What follows belongs to an exercise in optimizing a design on an open flow for small area; a production flow would make more cautious choices.
The RTL was checked by simulation tests, not by an equivalence proof against the original design.
Power and IR drop assume default switching activity.

==> design/flow/design.v <==
module InputFIFO #(
    parameter DEPTH    = 16,                      
    parameter PTR_BITS = 4                        
)(
    input  logic        clk,
    input  logic        rst,
    input  logic        push_valid,               
    input  logic [8:0]  push_x,                   
    input  logic [8:0]  push_y,                   
    input  logic        push_polarity,            
    input  logic [15:0] push_ts,                  
    output logic        push_ready,               
    input  logic        pop_req,                  
    output logic [8:0]  pop_x,                    
    output logic [8:0]  pop_y,                    
    output logic        pop_polarity,             
    output logic [15:0] pop_ts,                   
    output logic        empty,                    
    output logic        full                      
);
    logic [34:0] fifo_mem [0:DEPTH-1];            
    logic [PTR_BITS:0] wr_ptr;                    
    logic [PTR_BITS:0] rd_ptr;                    
    logic [PTR_BITS:0] count;                     
    assign empty      = (count == 0);
    assign full       = (count == DEPTH);
    assign push_ready = !full;                    
    wire [PTR_BITS-1:0] rd_addr = rd_ptr[PTR_BITS-1:0];
    assign pop_x        = fifo_mem[rd_addr][34:26];       
    assign pop_y        = fifo_mem[rd_addr][25:17];       
    assign pop_polarity = fifo_mem[rd_addr][16];          
    assign pop_ts       = fifo_mem[rd_addr][15:0];        
    wire do_push = push_valid && !full;
    wire do_pop  = pop_req && !empty;
    always_ff @(posedge clk) begin
        if (rst) begin
            wr_ptr <= '0;
        end else if (do_push) begin
            fifo_mem[wr_ptr[PTR_BITS-1:0]] <= {push_x, push_y, push_polarity, push_ts};
            wr_ptr <= wr_ptr + 1'b1;
        end
    end
    always_ff @(posedge clk) begin
        if (rst) begin
            rd_ptr <= '0;
        end else if (do_pop) begin
            rd_ptr <= rd_ptr + 1'b1;
        end
    end
    always_ff @(posedge clk) begin
        if (rst) begin
            count <= '0;
        end else begin
            case ({do_push, do_pop})
                2'b10:   count <= count + 1'b1;   
                2'b01:   count <= count - 1'b1;   
                default: count <= count;           
            endcase
        end
    end
endmodule
module SpatialCompressor #(
    parameter SENSOR_RES = 320,                   
    parameter GRID_SIZE  = 16,                    
    parameter GRID_BITS  = 4                      
)(
    input  logic        clk,
    input  logic        rst,
    input  logic        in_valid,                 
    input  logic [8:0]  in_x,                     
    input  logic [8:0]  in_y,                     
    input  logic        in_polarity,              
    output logic        in_ready,                 
    output logic signed [GRID_BITS:0] out_x,      
    output logic signed [GRID_BITS:0] out_y,      
    output logic        out_polarity,             
    output logic        out_valid                 
);
    localparam integer MULT_FACTOR  = 13;
    localparam integer SHIFT_AMOUNT = 8;
    localparam integer CENTER       = GRID_SIZE / 2;   
    wire [12:0] mult_x = in_x * MULT_FACTOR[4:0];
    wire [12:0] mult_y = in_y * MULT_FACTOR[4:0];
    wire [GRID_BITS-1:0] grid_x_raw = mult_x[11:SHIFT_AMOUNT];
    wire [GRID_BITS-1:0] grid_y_raw = mult_y[11:SHIFT_AMOUNT];
    wire [GRID_BITS-1:0] grid_x = (mult_x[12:SHIFT_AMOUNT] >= GRID_SIZE) ? 
                                   (GRID_SIZE - 1) : grid_x_raw;
    wire [GRID_BITS-1:0] grid_y = (mult_y[12:SHIFT_AMOUNT] >= GRID_SIZE) ? 
                                   (GRID_SIZE - 1) : grid_y_raw;
    wire signed [GRID_BITS:0] pos_x = $signed({1'b0, grid_x}) - $signed(CENTER);
    wire signed [GRID_BITS:0] pos_y = $signed({1'b0, grid_y}) - $signed(CENTER);
    always_ff @(posedge clk) begin
        if (rst) begin
            out_x        <= '0;
            out_y        <= '0;
            out_polarity <= '0;
            out_valid    <= '0;
        end else begin
            out_valid <= in_valid;
            if (in_valid) begin
                out_x        <= pos_x;
                out_y        <= pos_y;
                out_polarity <= in_polarity;
            end
        end
    end
    assign in_ready = in_valid;
endmodule
module TemporalAccumulator #(
    parameter CLK_FREQ_HZ     = 12_000_000,        
    parameter HALF_WINDOW_MS  = 200,               
    parameter CYCLES_PER_HALF = 2_400_000,         
    parameter TIMER_BITS      = 22,                
    parameter GRID_BITS       = 4,                 
    parameter ACC_SUM_BITS    = 18,                
    parameter ACC_COUNT_BITS  = 12                 
)(
    input  logic        clk,
    input  logic        rst,
    input  logic        event_valid,
    input  logic signed [GRID_BITS:0] event_x,    
    input  logic signed [GRID_BITS:0] event_y,    
    input  logic        event_polarity,           
    output logic        window_phase,             
    output logic        window_complete,          
    output logic signed [ACC_SUM_BITS-1:0] early_sum_x,    
    output logic signed [ACC_SUM_BITS-1:0] early_sum_y,    
    output logic [ACC_COUNT_BITS-1:0]      early_count,    
    output logic signed [ACC_SUM_BITS-1:0] late_sum_x,     
    output logic signed [ACC_SUM_BITS-1:0] late_sum_y,     
    output logic [ACC_COUNT_BITS-1:0]      late_count,     
    output logic                           accum_valid,    
    output logic [7:0]  debug_event_count                  
);
    logic [TIMER_BITS-1:0] timer;
    logic                  phase_advance;
    always_ff @(posedge clk) begin
        if (rst) begin
            timer           <= '0;
            window_phase    <= 1'b0;
            phase_advance   <= 1'b0;
            window_complete <= 1'b0;
        end else begin
            phase_advance   <= 1'b0;
            window_complete <= 1'b0;
            if (timer >= CYCLES_PER_HALF - 1) begin
                timer         <= '0;
                phase_advance <= 1'b1;
                if (window_phase == 1'b1) begin
                    window_complete <= 1'b1;
                    window_phase    <= 1'b0;
                end else begin
                    window_phase <= 1'b1;
                end
            end else begin
                timer <= timer + 1'b1;
            end
        end
    end
    logic signed [ACC_SUM_BITS-1:0] live_early_sum_x, live_early_sum_y;
    logic [ACC_COUNT_BITS-1:0]      live_early_count;
    logic signed [ACC_SUM_BITS-1:0] live_early_sum_x_on, live_early_sum_y_on;
    logic [ACC_COUNT_BITS-1:0]      live_early_count_on;
    logic signed [ACC_SUM_BITS-1:0] live_early_sum_x_off, live_early_sum_y_off;
    logic [ACC_COUNT_BITS-1:0]      live_early_count_off;
    logic signed [ACC_SUM_BITS-1:0] live_late_sum_x, live_late_sum_y;
    logic [ACC_COUNT_BITS-1:0]      live_late_count;
    logic signed [ACC_SUM_BITS-1:0] live_late_sum_x_on, live_late_sum_y_on;
    logic [ACC_COUNT_BITS-1:0]      live_late_count_on;
    logic signed [ACC_SUM_BITS-1:0] live_late_sum_x_off, live_late_sum_y_off;
    logic [ACC_COUNT_BITS-1:0]      live_late_count_off;
    logic [7:0] event_cnt;
    assign debug_event_count = event_cnt;
    wire signed [ACC_SUM_BITS-1:0] ext_x = {{(ACC_SUM_BITS-GRID_BITS-1){event_x[GRID_BITS]}}, event_x};
    wire signed [ACC_SUM_BITS-1:0] ext_y = {{(ACC_SUM_BITS-GRID_BITS-1){event_y[GRID_BITS]}}, event_y};
    always_ff @(posedge clk) begin
        if (rst) begin
            live_early_sum_x     <= '0; live_early_sum_y     <= '0; live_early_count     <= '0;
            live_early_sum_x_on  <= '0; live_early_sum_y_on  <= '0; live_early_count_on  <= '0;
            live_early_sum_x_off <= '0; live_early_sum_y_off <= '0; live_early_count_off <= '0;
            live_late_sum_x      <= '0; live_late_sum_y      <= '0; live_late_count      <= '0;
            live_late_sum_x_on   <= '0; live_late_sum_y_on   <= '0; live_late_count_on   <= '0;
            live_late_sum_x_off  <= '0; live_late_sum_y_off  <= '0; live_late_count_off  <= '0;
            event_cnt            <= '0;
        end else begin
            if (window_complete) begin
                live_early_sum_x     <= live_late_sum_x;
                live_early_sum_y     <= live_late_sum_y;
                live_early_count     <= live_late_count;
                live_early_sum_x_on  <= live_late_sum_x_on;
                live_early_sum_y_on  <= live_late_sum_y_on;
                live_early_count_on  <= live_late_count_on;
                live_early_sum_x_off <= live_late_sum_x_off;
                live_early_sum_y_off <= live_late_sum_y_off;
                live_early_count_off <= live_late_count_off;
                live_late_sum_x      <= '0;
                live_late_sum_y      <= '0;
                live_late_count      <= '0;
                live_late_sum_x_on   <= '0;
                live_late_sum_y_on   <= '0;
                live_late_count_on   <= '0;
                live_late_sum_x_off  <= '0;
                live_late_sum_y_off  <= '0;
                live_late_count_off  <= '0;
                event_cnt <= '0;
            end
            else if (event_valid) begin
                if (event_cnt < 8'hFF) event_cnt <= event_cnt + 1'b1;
                if (window_phase == 1'b0) begin
                    live_early_sum_x <= live_early_sum_x + ext_x;
                    live_early_sum_y <= live_early_sum_y + ext_y;
                    live_early_count <= live_early_count + 1'b1;
                    if (event_polarity) begin
                        live_early_sum_x_on  <= live_early_sum_x_on + ext_x;
                        live_early_sum_y_on  <= live_early_sum_y_on + ext_y;
                        live_early_count_on  <= live_early_count_on + 1'b1;
                    end else begin
                        live_early_sum_x_off <= live_early_sum_x_off + ext_x;
                        live_early_sum_y_off <= live_early_sum_y_off + ext_y;
                        live_early_count_off <= live_early_count_off + 1'b1;
                    end
                end else begin
                    live_late_sum_x <= live_late_sum_x + ext_x;
                    live_late_sum_y <= live_late_sum_y + ext_y;
                    live_late_count <= live_late_count + 1'b1;
                    if (event_polarity) begin
                        live_late_sum_x_on  <= live_late_sum_x_on + ext_x;
                        live_late_sum_y_on  <= live_late_sum_y_on + ext_y;
                        live_late_count_on  <= live_late_count_on + 1'b1;
                    end else begin
                        live_late_sum_x_off <= live_late_sum_x_off + ext_x;
                        live_late_sum_y_off <= live_late_sum_y_off + ext_y;
                        live_late_count_off <= live_late_count_off + 1'b1;
                    end
                end
            end
        end
    end
    always_ff @(posedge clk) begin
        if (rst) begin
            early_sum_x  <= '0; early_sum_y  <= '0; early_count  <= '0;
            late_sum_x   <= '0; late_sum_y   <= '0; late_count   <= '0;
            accum_valid  <= 1'b0;
        end else begin
            accum_valid <= 1'b0;
            if (window_complete) begin
                early_sum_x <= live_early_sum_x;
                early_sum_y <= live_early_sum_y;
                early_count <= live_early_count;
                late_sum_x  <= live_late_sum_x;
                late_sum_y  <= live_late_sum_y;
                late_count  <= live_late_count;
                accum_valid <= 1'b1;
            end
        end
    end
endmodule
module MotionComputer #(
    parameter ACC_SUM_BITS   = 18,                
    parameter ACC_COUNT_BITS = 12                 
)(
    input  logic        clk,
    input  logic        rst,
    input  logic        trigger,                  
    input  logic signed [ACC_SUM_BITS-1:0] early_sum_x,   
    input  logic signed [ACC_SUM_BITS-1:0] early_sum_y,   
    input  logic [ACC_COUNT_BITS-1:0]      early_count,   
    input  logic signed [ACC_SUM_BITS-1:0] late_sum_x,    
    input  logic signed [ACC_SUM_BITS-1:0] late_sum_y,    
    input  logic [ACC_COUNT_BITS-1:0]      late_count,    
    output logic signed [ACC_SUM_BITS-1:0] delta_x,       
    output logic signed [ACC_SUM_BITS-1:0] delta_y,       
    output logic [ACC_SUM_BITS-1:0]        abs_delta_x,   
    output logic [ACC_SUM_BITS-1:0]        abs_delta_y,   
    output logic [ACC_COUNT_BITS-1:0]      total_events,  
    output logic                           valid          
);
    logic signed [ACC_SUM_BITS-1:0] diff_x, diff_y;
    logic [ACC_COUNT_BITS-1:0]      sum_count;
    logic                           stage1_valid;
    always_ff @(posedge clk) begin
        if (rst) begin
            diff_x       <= '0;
            diff_y       <= '0;
            sum_count    <= '0;
            stage1_valid <= 1'b0;
        end else begin
            stage1_valid <= trigger;
            if (trigger) begin
                diff_x    <= late_sum_x - early_sum_x;
                diff_y    <= late_sum_y - early_sum_y;
                sum_count <= early_count + late_count;
            end
        end
    end
    always_ff @(posedge clk) begin
        if (rst) begin
            delta_x      <= '0;
            delta_y      <= '0;
            abs_delta_x  <= '0;
            abs_delta_y  <= '0;
            total_events <= '0;
            valid        <= 1'b0;
        end else begin
            valid <= stage1_valid;
            if (stage1_valid) begin
                delta_x      <= diff_x;
                delta_y      <= diff_y;
                abs_delta_x  <= (diff_x < 0) ? (~diff_x + 1'b1) : diff_x;
                abs_delta_y  <= (diff_y < 0) ? (~diff_y + 1'b1) : diff_y;
                total_events <= sum_count;
            end
        end
    end
endmodule
module GestureClassifier #(
    parameter ACC_SUM_BITS     = 18,              
    parameter ACC_COUNT_BITS   = 12,              
    parameter MIN_EVENT_THRESH = 20,              
    parameter MOTION_THRESH    = 8                
)(
    input  logic        clk,
    input  logic        rst,
    input  logic        trigger,                  
    input  logic signed [ACC_SUM_BITS-1:0] delta_x,       
    input  logic signed [ACC_SUM_BITS-1:0] delta_y,       
    input  logic [ACC_SUM_BITS-1:0]        abs_delta_x,   
    input  logic [ACC_SUM_BITS-1:0]        abs_delta_y,   
    input  logic [ACC_COUNT_BITS-1:0]      total_events,  
    output logic [1:0]  gesture,                  
    output logic        valid,                    
    output logic        pass                      
);
    localparam logic [1:0] GESTURE_UP    = 2'b00;   
    localparam logic [1:0] GESTURE_DOWN  = 2'b01;   
    localparam logic [1:0] GESTURE_LEFT  = 2'b10;   
    localparam logic [1:0] GESTURE_RIGHT = 2'b11;   
    always_ff @(posedge clk) begin
        if (rst) begin
            gesture <= '0;
            valid   <= 1'b0;
            pass    <= 1'b0;
        end else begin
            valid <= trigger;
            pass  <= 1'b0;
            if (trigger) begin
                if (total_events >= MIN_EVENT_THRESH) begin
                    if ((abs_delta_x >= MOTION_THRESH) || (abs_delta_y >= MOTION_THRESH)) begin
                        pass <= 1'b1;
                        if (abs_delta_y > abs_delta_x) begin
                            gesture <= (delta_y > 0) ? GESTURE_DOWN : GESTURE_UP;
                        end else begin
                            gesture <= (delta_x > 0) ? GESTURE_RIGHT : GESTURE_LEFT;
                        end
                    end
                end
            end
        end
    end
endmodule
module OutputRegister #(
    parameter ACC_SUM_BITS      = 18,             
    parameter PERSISTENCE_COUNT = 2               
)(
    input  logic        clk,
    input  logic        rst,
    input  logic [1:0]  class_gesture,            
    input  logic        class_valid,              
    input  logic        class_pass,               
    input  logic [ACC_SUM_BITS-1:0] abs_delta_x,  
    input  logic [ACC_SUM_BITS-1:0] abs_delta_y,  
    output logic [1:0]  gesture,                  
    output logic        gesture_valid,            
    output logic [3:0]  gesture_confidence,       
    output logic [2:0]  debug_state               
);
    typedef enum logic [2:0] {
        ST_IDLE      = 3'd0,                      
        ST_TRACKING  = 3'd1,                      
        ST_CONFIRMED = 3'd2                       
    } state_t;
    state_t state;
    assign debug_state = state;
    logic [1:0] last_gesture;                     
    logic [2:0] match_count;                      
    logic [ACC_SUM_BITS-1:0] latched_abs_x, latched_abs_y;
    always_ff @(posedge clk) begin
        if (rst) begin
            state              <= ST_IDLE;
            last_gesture       <= '0;
            match_count        <= '0;
            gesture            <= '0;
            gesture_valid      <= 1'b0;
            gesture_confidence <= '0;
            latched_abs_x      <= '0;
            latched_abs_y      <= '0;
        end else begin
            gesture_valid <= 1'b0;
            if (class_valid) begin
                if (class_pass) begin
                    if (class_gesture == last_gesture) begin
                        if (match_count < PERSISTENCE_COUNT) begin
                            match_count <= match_count + 1'b1;
                        end
                        if (match_count >= PERSISTENCE_COUNT - 1) begin
                            state              <= ST_CONFIRMED;
                            gesture            <= class_gesture;
                            gesture_valid      <= 1'b1;
                            match_count        <= '0;   
                            if (abs_delta_x > abs_delta_y) begin
                                gesture_confidence <= (abs_delta_x > 255) ? 4'd15 : abs_delta_x[7:4];
                            end else begin
                                gesture_confidence <= (abs_delta_y > 255) ? 4'd15 : abs_delta_y[7:4];
                            end
                        end else begin
                            state <= ST_TRACKING;
                        end
                    end else begin
                        last_gesture <= class_gesture;
                        match_count  <= '0;
                        state        <= ST_TRACKING;
                    end
                    latched_abs_x <= abs_delta_x;
                    latched_abs_y <= abs_delta_y;
                end else begin
                    match_count <= '0;
                    state       <= ST_IDLE;
                end
            end
        end
    end
endmodule
module dvs_gesture_accel #(
    parameter CLK_FREQ_HZ        = 12_000_000,   
    parameter WINDOW_MS          = 2,             
    parameter GRID_SIZE          = 16,            
    parameter SENSOR_RES         = 320,           
    parameter FIFO_DEPTH         = 16,            
    parameter MIN_EVENT_THRESH   = 20,            
    parameter MOTION_THRESH      = 8,             
    parameter PERSISTENCE_COUNT  = 2              
)(
    input  logic        clk,                      
    input  logic        rst,                      
    input  logic        event_valid,              
    input  logic [8:0]  event_x,                  
    input  logic [8:0]  event_y,                  
    input  logic        event_polarity,           
    input  logic [15:0] event_ts,                 
    output logic        event_ready,              
    output logic [1:0]  gesture,                  
    output logic        gesture_valid,            
    output logic [3:0]  gesture_confidence,       
    output logic [7:0]  debug_event_count,        
    output logic [2:0]  debug_state,              
    output logic        debug_fifo_empty,         
    output logic        debug_fifo_full           
);
    localparam integer HALF_WINDOW_MS   = WINDOW_MS / 2;
    localparam integer CYCLES_PER_HALF  = (CLK_FREQ_HZ / 1000) * HALF_WINDOW_MS;
    localparam integer TIMER_BITS       = $clog2(CYCLES_PER_HALF + 1);   
    localparam integer GRID_BITS        = $clog2(GRID_SIZE);             
    localparam integer FIFO_PTR_BITS    = $clog2(FIFO_DEPTH);            
    localparam integer ACC_COUNT_BITS   = 12;    
    localparam integer ACC_SUM_BITS     = 18;    
    localparam logic [1:0] GESTURE_UP    = 2'b00;   
    localparam logic [1:0] GESTURE_DOWN  = 2'b01;   
    localparam logic [1:0] GESTURE_LEFT  = 2'b10;   
    localparam logic [1:0] GESTURE_RIGHT = 2'b11;   
    logic                      fifo_pop;            
    logic                      fifo_empty;          
    logic                      fifo_full;           
    logic [8:0]                fifo_out_x;          
    logic [8:0]                fifo_out_y;          
    logic                      fifo_out_pol;        
    logic [15:0]               fifo_out_ts;         
    logic signed [GRID_BITS:0] compressed_x;        
    logic signed [GRID_BITS:0] compressed_y;        
    logic                      compressed_pol;      
    logic                      compressed_valid;    
    logic                      window_phase;        
    logic                      window_complete;     
    logic signed [ACC_SUM_BITS-1:0] early_sum_x;    
    logic signed [ACC_SUM_BITS-1:0] early_sum_y;    
    logic [ACC_COUNT_BITS-1:0]      early_count;    
    logic signed [ACC_SUM_BITS-1:0] late_sum_x;     
    logic signed [ACC_SUM_BITS-1:0] late_sum_y;     
    logic [ACC_COUNT_BITS-1:0]      late_count;     
    logic                           accum_valid;    
    logic signed [ACC_SUM_BITS-1:0] delta_x;        
    logic signed [ACC_SUM_BITS-1:0] delta_y;        
    logic [ACC_SUM_BITS-1:0]        abs_delta_x;    
    logic [ACC_SUM_BITS-1:0]        abs_delta_y;    
    logic [ACC_COUNT_BITS-1:0]      total_events;   
    logic                           motion_valid;   
    logic [1:0]                     class_gesture;  
    logic                           class_valid;    
    logic                           class_pass;     
    InputFIFO #(
        .DEPTH(FIFO_DEPTH),
        .PTR_BITS(FIFO_PTR_BITS)
    ) u_input_fifo (
        .clk            (clk),
        .rst            (rst),
        .push_valid     (event_valid),
        .push_x         (event_x),           
        .push_y         (event_y),           
        .push_polarity  (event_polarity),    
        .push_ts        (event_ts),          
        .push_ready     (event_ready),       
        .pop_req        (fifo_pop),
        .pop_x          (fifo_out_x),
        .pop_y          (fifo_out_y),
        .pop_polarity   (fifo_out_pol),
        .pop_ts         (fifo_out_ts),
        .empty          (fifo_empty),
        .full           (fifo_full)
    );
    assign debug_fifo_empty = fifo_empty;
    assign debug_fifo_full  = fifo_full;
    SpatialCompressor #(
        .SENSOR_RES     (SENSOR_RES),        
        .GRID_SIZE      (GRID_SIZE),         
        .GRID_BITS      (GRID_BITS)          
    ) u_spatial_compressor (
        .clk            (clk),
        .rst            (rst),
        .in_valid       (!fifo_empty),
        .in_x           (fifo_out_x),        
        .in_y           (fifo_out_y),        
        .in_polarity    (fifo_out_pol),      
        .in_ready       (fifo_pop),          
        .out_x          (compressed_x),      
        .out_y          (compressed_y),      
        .out_polarity   (compressed_pol),
        .out_valid      (compressed_valid)
    );
    TemporalAccumulator #(
        .CLK_FREQ_HZ    (CLK_FREQ_HZ),
        .HALF_WINDOW_MS (HALF_WINDOW_MS),
        .CYCLES_PER_HALF(CYCLES_PER_HALF),
        .TIMER_BITS     (TIMER_BITS),
        .GRID_BITS      (GRID_BITS),
        .ACC_SUM_BITS   (ACC_SUM_BITS),
        .ACC_COUNT_BITS (ACC_COUNT_BITS)
    ) u_temporal_accumulator (
        .clk            (clk),
        .rst            (rst),
        .event_valid    (compressed_valid),
        .event_x        (compressed_x),      
        .event_y        (compressed_y),      
        .event_polarity (compressed_pol),
        .window_phase   (window_phase),      
        .window_complete(window_complete),   
        .early_sum_x    (early_sum_x),       
        .early_sum_y    (early_sum_y),
        .early_count    (early_count),       
        .late_sum_x     (late_sum_x),
        .late_sum_y     (late_sum_y),
        .late_count     (late_count),
        .accum_valid    (accum_valid),
        .debug_event_count(debug_event_count)
    );
    MotionComputer #(
        .ACC_SUM_BITS   (ACC_SUM_BITS),
        .ACC_COUNT_BITS (ACC_COUNT_BITS)
    ) u_motion_computer (
        .clk            (clk),
        .rst            (rst),
        .trigger        (accum_valid),
        .early_sum_x    (early_sum_x),
        .early_sum_y    (early_sum_y),
        .early_count    (early_count),
        .late_sum_x     (late_sum_x),
        .late_sum_y     (late_sum_y),
        .late_count     (late_count),
        .delta_x        (delta_x),           
        .delta_y        (delta_y),
        .abs_delta_x    (abs_delta_x),       
        .abs_delta_y    (abs_delta_y),
        .total_events   (total_events),
        .valid          (motion_valid)
    );
    GestureClassifier #(
        .ACC_SUM_BITS     (ACC_SUM_BITS),
        .ACC_COUNT_BITS   (ACC_COUNT_BITS),
        .MIN_EVENT_THRESH (MIN_EVENT_THRESH),
        .MOTION_THRESH    (MOTION_THRESH)
    ) u_gesture_classifier (
        .clk            (clk),
        .rst            (rst),
        .trigger        (motion_valid),
        .delta_x        (delta_x),
        .delta_y        (delta_y),
        .abs_delta_x    (abs_delta_x),
        .abs_delta_y    (abs_delta_y),
        .total_events   (total_events),
        .gesture        (class_gesture),
        .valid          (class_valid),
        .pass           (class_pass)         
    );
    OutputRegister #(
        .ACC_SUM_BITS     (ACC_SUM_BITS),
        .PERSISTENCE_COUNT(PERSISTENCE_COUNT)
    ) u_output_register (
        .clk              (clk),
        .rst              (rst),
        .class_gesture    (class_gesture),
        .class_valid      (class_valid),
        .class_pass       (class_pass),
        .abs_delta_x      (abs_delta_x),
        .abs_delta_y      (abs_delta_y),
        .gesture          (gesture),
        .gesture_valid    (gesture_valid),
        .gesture_confidence(gesture_confidence),
        .debug_state      (debug_state)
    );
endmodule
==> design/flow/run.sh <==
#!/bin/bash
# synth_recipe.tcl (not shown) runs the flow's synth.tcl, then flattens the netlist and writes it again
# the make line also repeats each setting of config.mk as NAME=value (left out here)
make -C /OpenROAD-flow-scripts/flow DESIGN_CONFIG=/design/flow/config.mk WORK_HOME=/design/flow/orfs CLKGATE_MAP_FILE= SYNTH_SCRIPT=/design/flow/synth_recipe.tcl finish
==> design/flow/config.mk <==
export PLATFORM = sky130hd
export DESIGN_NAME = dvs_gesture_accel
export DESIGN_NICKNAME = dvs_gesture_accel
export VERILOG_FILES = /design/flow/design.v
export SDC_FILE = /design/flow/constraint.sdc
export NUM_CORES = 4
export LEC_CHECK = 0
export CAP_MARGIN = 20
export CORE_MARGIN = 2
export CORE_UTILIZATION = 40
export SLEW_MARGIN = 20
==> design/flow/constraint.sdc <==
create_clock -name core_clock -period 5.0 [get_ports {clk}]
set_input_delay 1.0000 -clock core_clock [delete_from_list [all_inputs] [get_ports {clk}]]
set_output_delay 1.0000 -clock core_clock [all_outputs]
set_load 0.01 [all_outputs]
==> notes.md <==
Status: finished clean
Peak supply drop: 0.337 mV
WP data required: 5.48 ns
Sequential area share after synthesis: 49.6%
Worst-path cell with the longest stage delay: dfxtp_2
Synth area leader: edfxtp_1
DP Worst Slack: 0.294 ns
Placed instance area: 0.0347 sq mm
Worst Setup Path Type: flop to flop
Warnings, synthesis: 6
Crit share post-route: 90.7%
TritonCTS buffer count: 78
CTS tree: built
Syn Area/Cell: 10.7 sq um
RSZ-0062 raised after global routing: false
Nature of the critical path startpoint: flop
Initial Utilization: 40.4%
Setup ws final: 0.464 ns
Crit-path max FO: 24
Dominant cells by area after synthesis: edfxtp_1 26%, dfxtp_1 24%, ha_1 7.1%, mux4_2 5.2%, mux2i_1 5.1%
Async set or reset register ratio after synthesis: 0%
Placed cells: 4112
IO Pins: 59
IO Port Bufs: 40
Buf/Inv on CP: 3
Leading cell type in the layout, fill and taps excluded: nor2_1
Cts repair resizes: 0
GRT Max-Usage Layer: met2
Worst-path cell chain: buf_4 -> mux4_2 -> mux4_2 -> ha_1 -> inv_1 -> fa_1 -> inv_1 -> ha_1 -> o21a_1 -> o21ai_0 -> nand2_1 -> o21ai_0 -> a311oi_2 -> a311oi_1 -> xor2_1 -> a311oi_1
DR DRC count: 0
Syn Nets: 3336
Cell Area, Synth: 0.0331 sq mm
Finished Core Util: 45.5%
Crit path largest cell delay: 0.72 ns
Final Instance Area: 0.0373 sq mm
Crit path capture type: flop
GP Congestion: 0.824
Maximum Capacitance Violations: 0
Synth unique cells: 79
Final hold vios: 0
# setup viols final: 0
Critical Path End: u_spatial_compressor.out_x[1]
Layout Skew: 0.0302 ns
Vias per cell: 5.20
Routing usage on met3: 2.66%
Ant diodes: 0
Core footprint: 0.0820 sq mm
Area grow syn2layout: 12.6%
Longest Clk Path Bufs: 3
Die ar.: 0.0851 sq mm
# H-tree levels: 3
Clock Sinks: 677
Commonest register cell after synthesis: dfxtp_1
-- area by class of cell --
class	instances	area, sq um	area share (%)
flip-flops and latches	677	16500	44.1
multi-input cells	2082	15400	41.3
clock buffers	106	2150	5.76
well taps	1070	1340	3.59
repair buffers	87	828	2.22
inverters	197	739	1.98
clock inverters	36	383	1.03
-- where the power goes --
group	internal [mW]	leakage (nW)	total [mW]	switching [mW]
sequential	5.95	5.74	6.18	0.236
combinational	1.91	6.57	4.17	2.26
clock	3.25	1.25	5.59	2.34
total	11.1	13.6	15.9	4.84
-- logic make-up (layout without fill, tap and decap cells) --
kind of cell / count (synthesis) / in the layout / synth area share, %
AO/OA/AOI/OAI: 539 / 539 / 10.6
XOR/XNOR: 145 / 145 / 3.84
adder cells (fa/ha/maj): 206 / 206 / 8.19
buffers and inverters: 333 / 426 / 4.07
flip-flops: 677 / 677 / 49.6
multiplexers: 255 / 255 / 10.9
other: 1 / 1 / 0.0113
AND/OR/NAND/NOR: 936 / 936 / 12.8
-- worst min-delay path, delay by kind of cell, from the launching register on --
kind               cells  cell delay [ns]
DFF                    1             0.33
and+or+nand+nor        1             0.05
AOI/OAI and AO/OA      1             0.06
-- metrics by stage --
step	hold WS (ns)	power [mW]
detailed placement	0.453	10.5
finish	0.461	15.9
global route	0.486	17.0
floorplan	0.427	9.50
CTS	0.466	16.1
global placement	0.444	10.4
-- metal layers --
metal / vias to the layer above / share of wire [%] / wire length (microns)
met5: - / 0.037 / 26
met4: 4 / 2.0 / 1410
met3: 90 / 3.2 / 2280
met2: 279 / 47 / 33700
met1: 10600 / 47 / 33700
li1: 11200 / - / -
-- what timing repair did --
| item | 4_1_cts | 5_1_grt |
|---|---|---|
| setup buffers | 0 | 1 |
| hold endpoints to repair | 0 | 0 |
| setup endpoints to repair | 0 | 1 |
-- how the worst min path moves through the flow --
stage	startpoint	to	slack (ns)	cells past startpoint
6_report	u_output_register.match_count[2]	u_output_register.match_count[2]	0.46	2
4_1_cts	u_output_register.match_count[2]	u_output_register.match_count[2]	0.47	2
2_1_floorplan	u_output_register.match_count[2]	u_output_register.match_count[2]	0.43	2
3_3_place_gp	u_output_register.gesture[0]	u_output_register.gesture[0]	0.44	2
5_1_grt	u_output_register.match_count[2]	u_output_register.match_count[2]	0.49	2
3_5_place_dp	u_output_register.match_count[2]	u_output_register.match_count[2]	0.45	2
Metal layers overlaid:
The bar under the picture is 100 microns long. Two of the layers only.
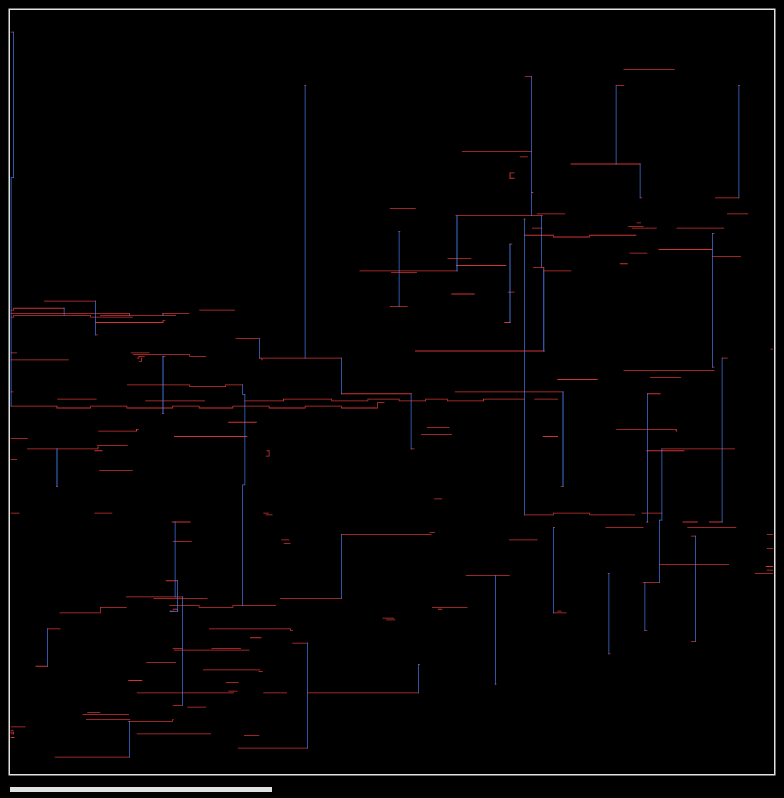
- blue: met4 (wire length 1410 microns)
- red: met3 (wire length 2280 microns)
mean routed wirelength per cell: 16.7 microns
gr usage total: 16.7%
via count: 22.1k
final WL: 71100 microns

Supply voltage drop heat map:
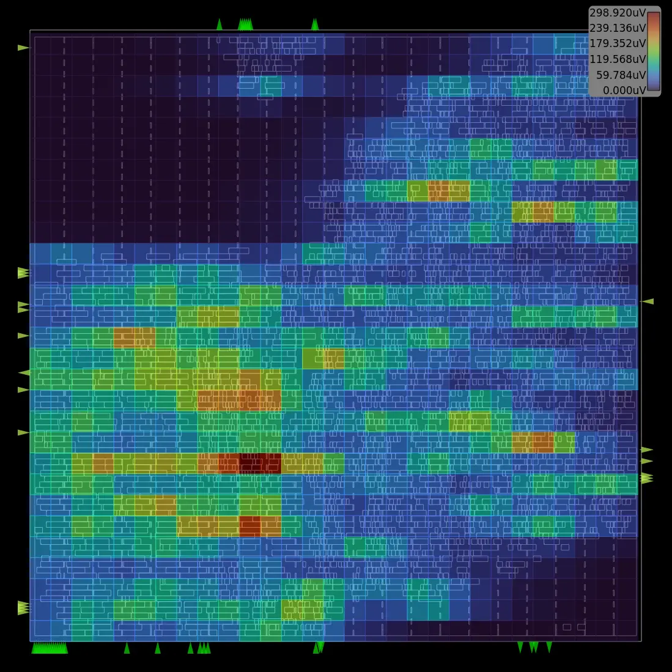
P per Cell Area: 428 mW/mm^2
switching power: 4.84 mW

## separate check: timing with driven ports
Ports are ideal in the flow. The routed layout listed here was re-timed in OpenROAD. Step 1 assumes that a clkbuf_16 drives the clock port and a buf_2 every other input. Step 2 moves the port delays by t, midway between the first and last clock arrival at a register: inputs arrive t later, outputs are due t later. That takes back most of the time a late clock gives input paths. Slacks: ideal / step 1 / step 2; pairs: ideal / step 1.
t, ns: 0.693
setup slack, ns: 0.464 / 0.464 / 0.464
hold slack, ns: 0.461 / 0.461 / 0.461
worst setup path at the end: register to register
worst slew at a driven data input, ns: 0.09
After both steps this run still meets setup and hold. The setup slack of this run moves by 0.000 ns with the drivers and by 0.000 ns with both steps.
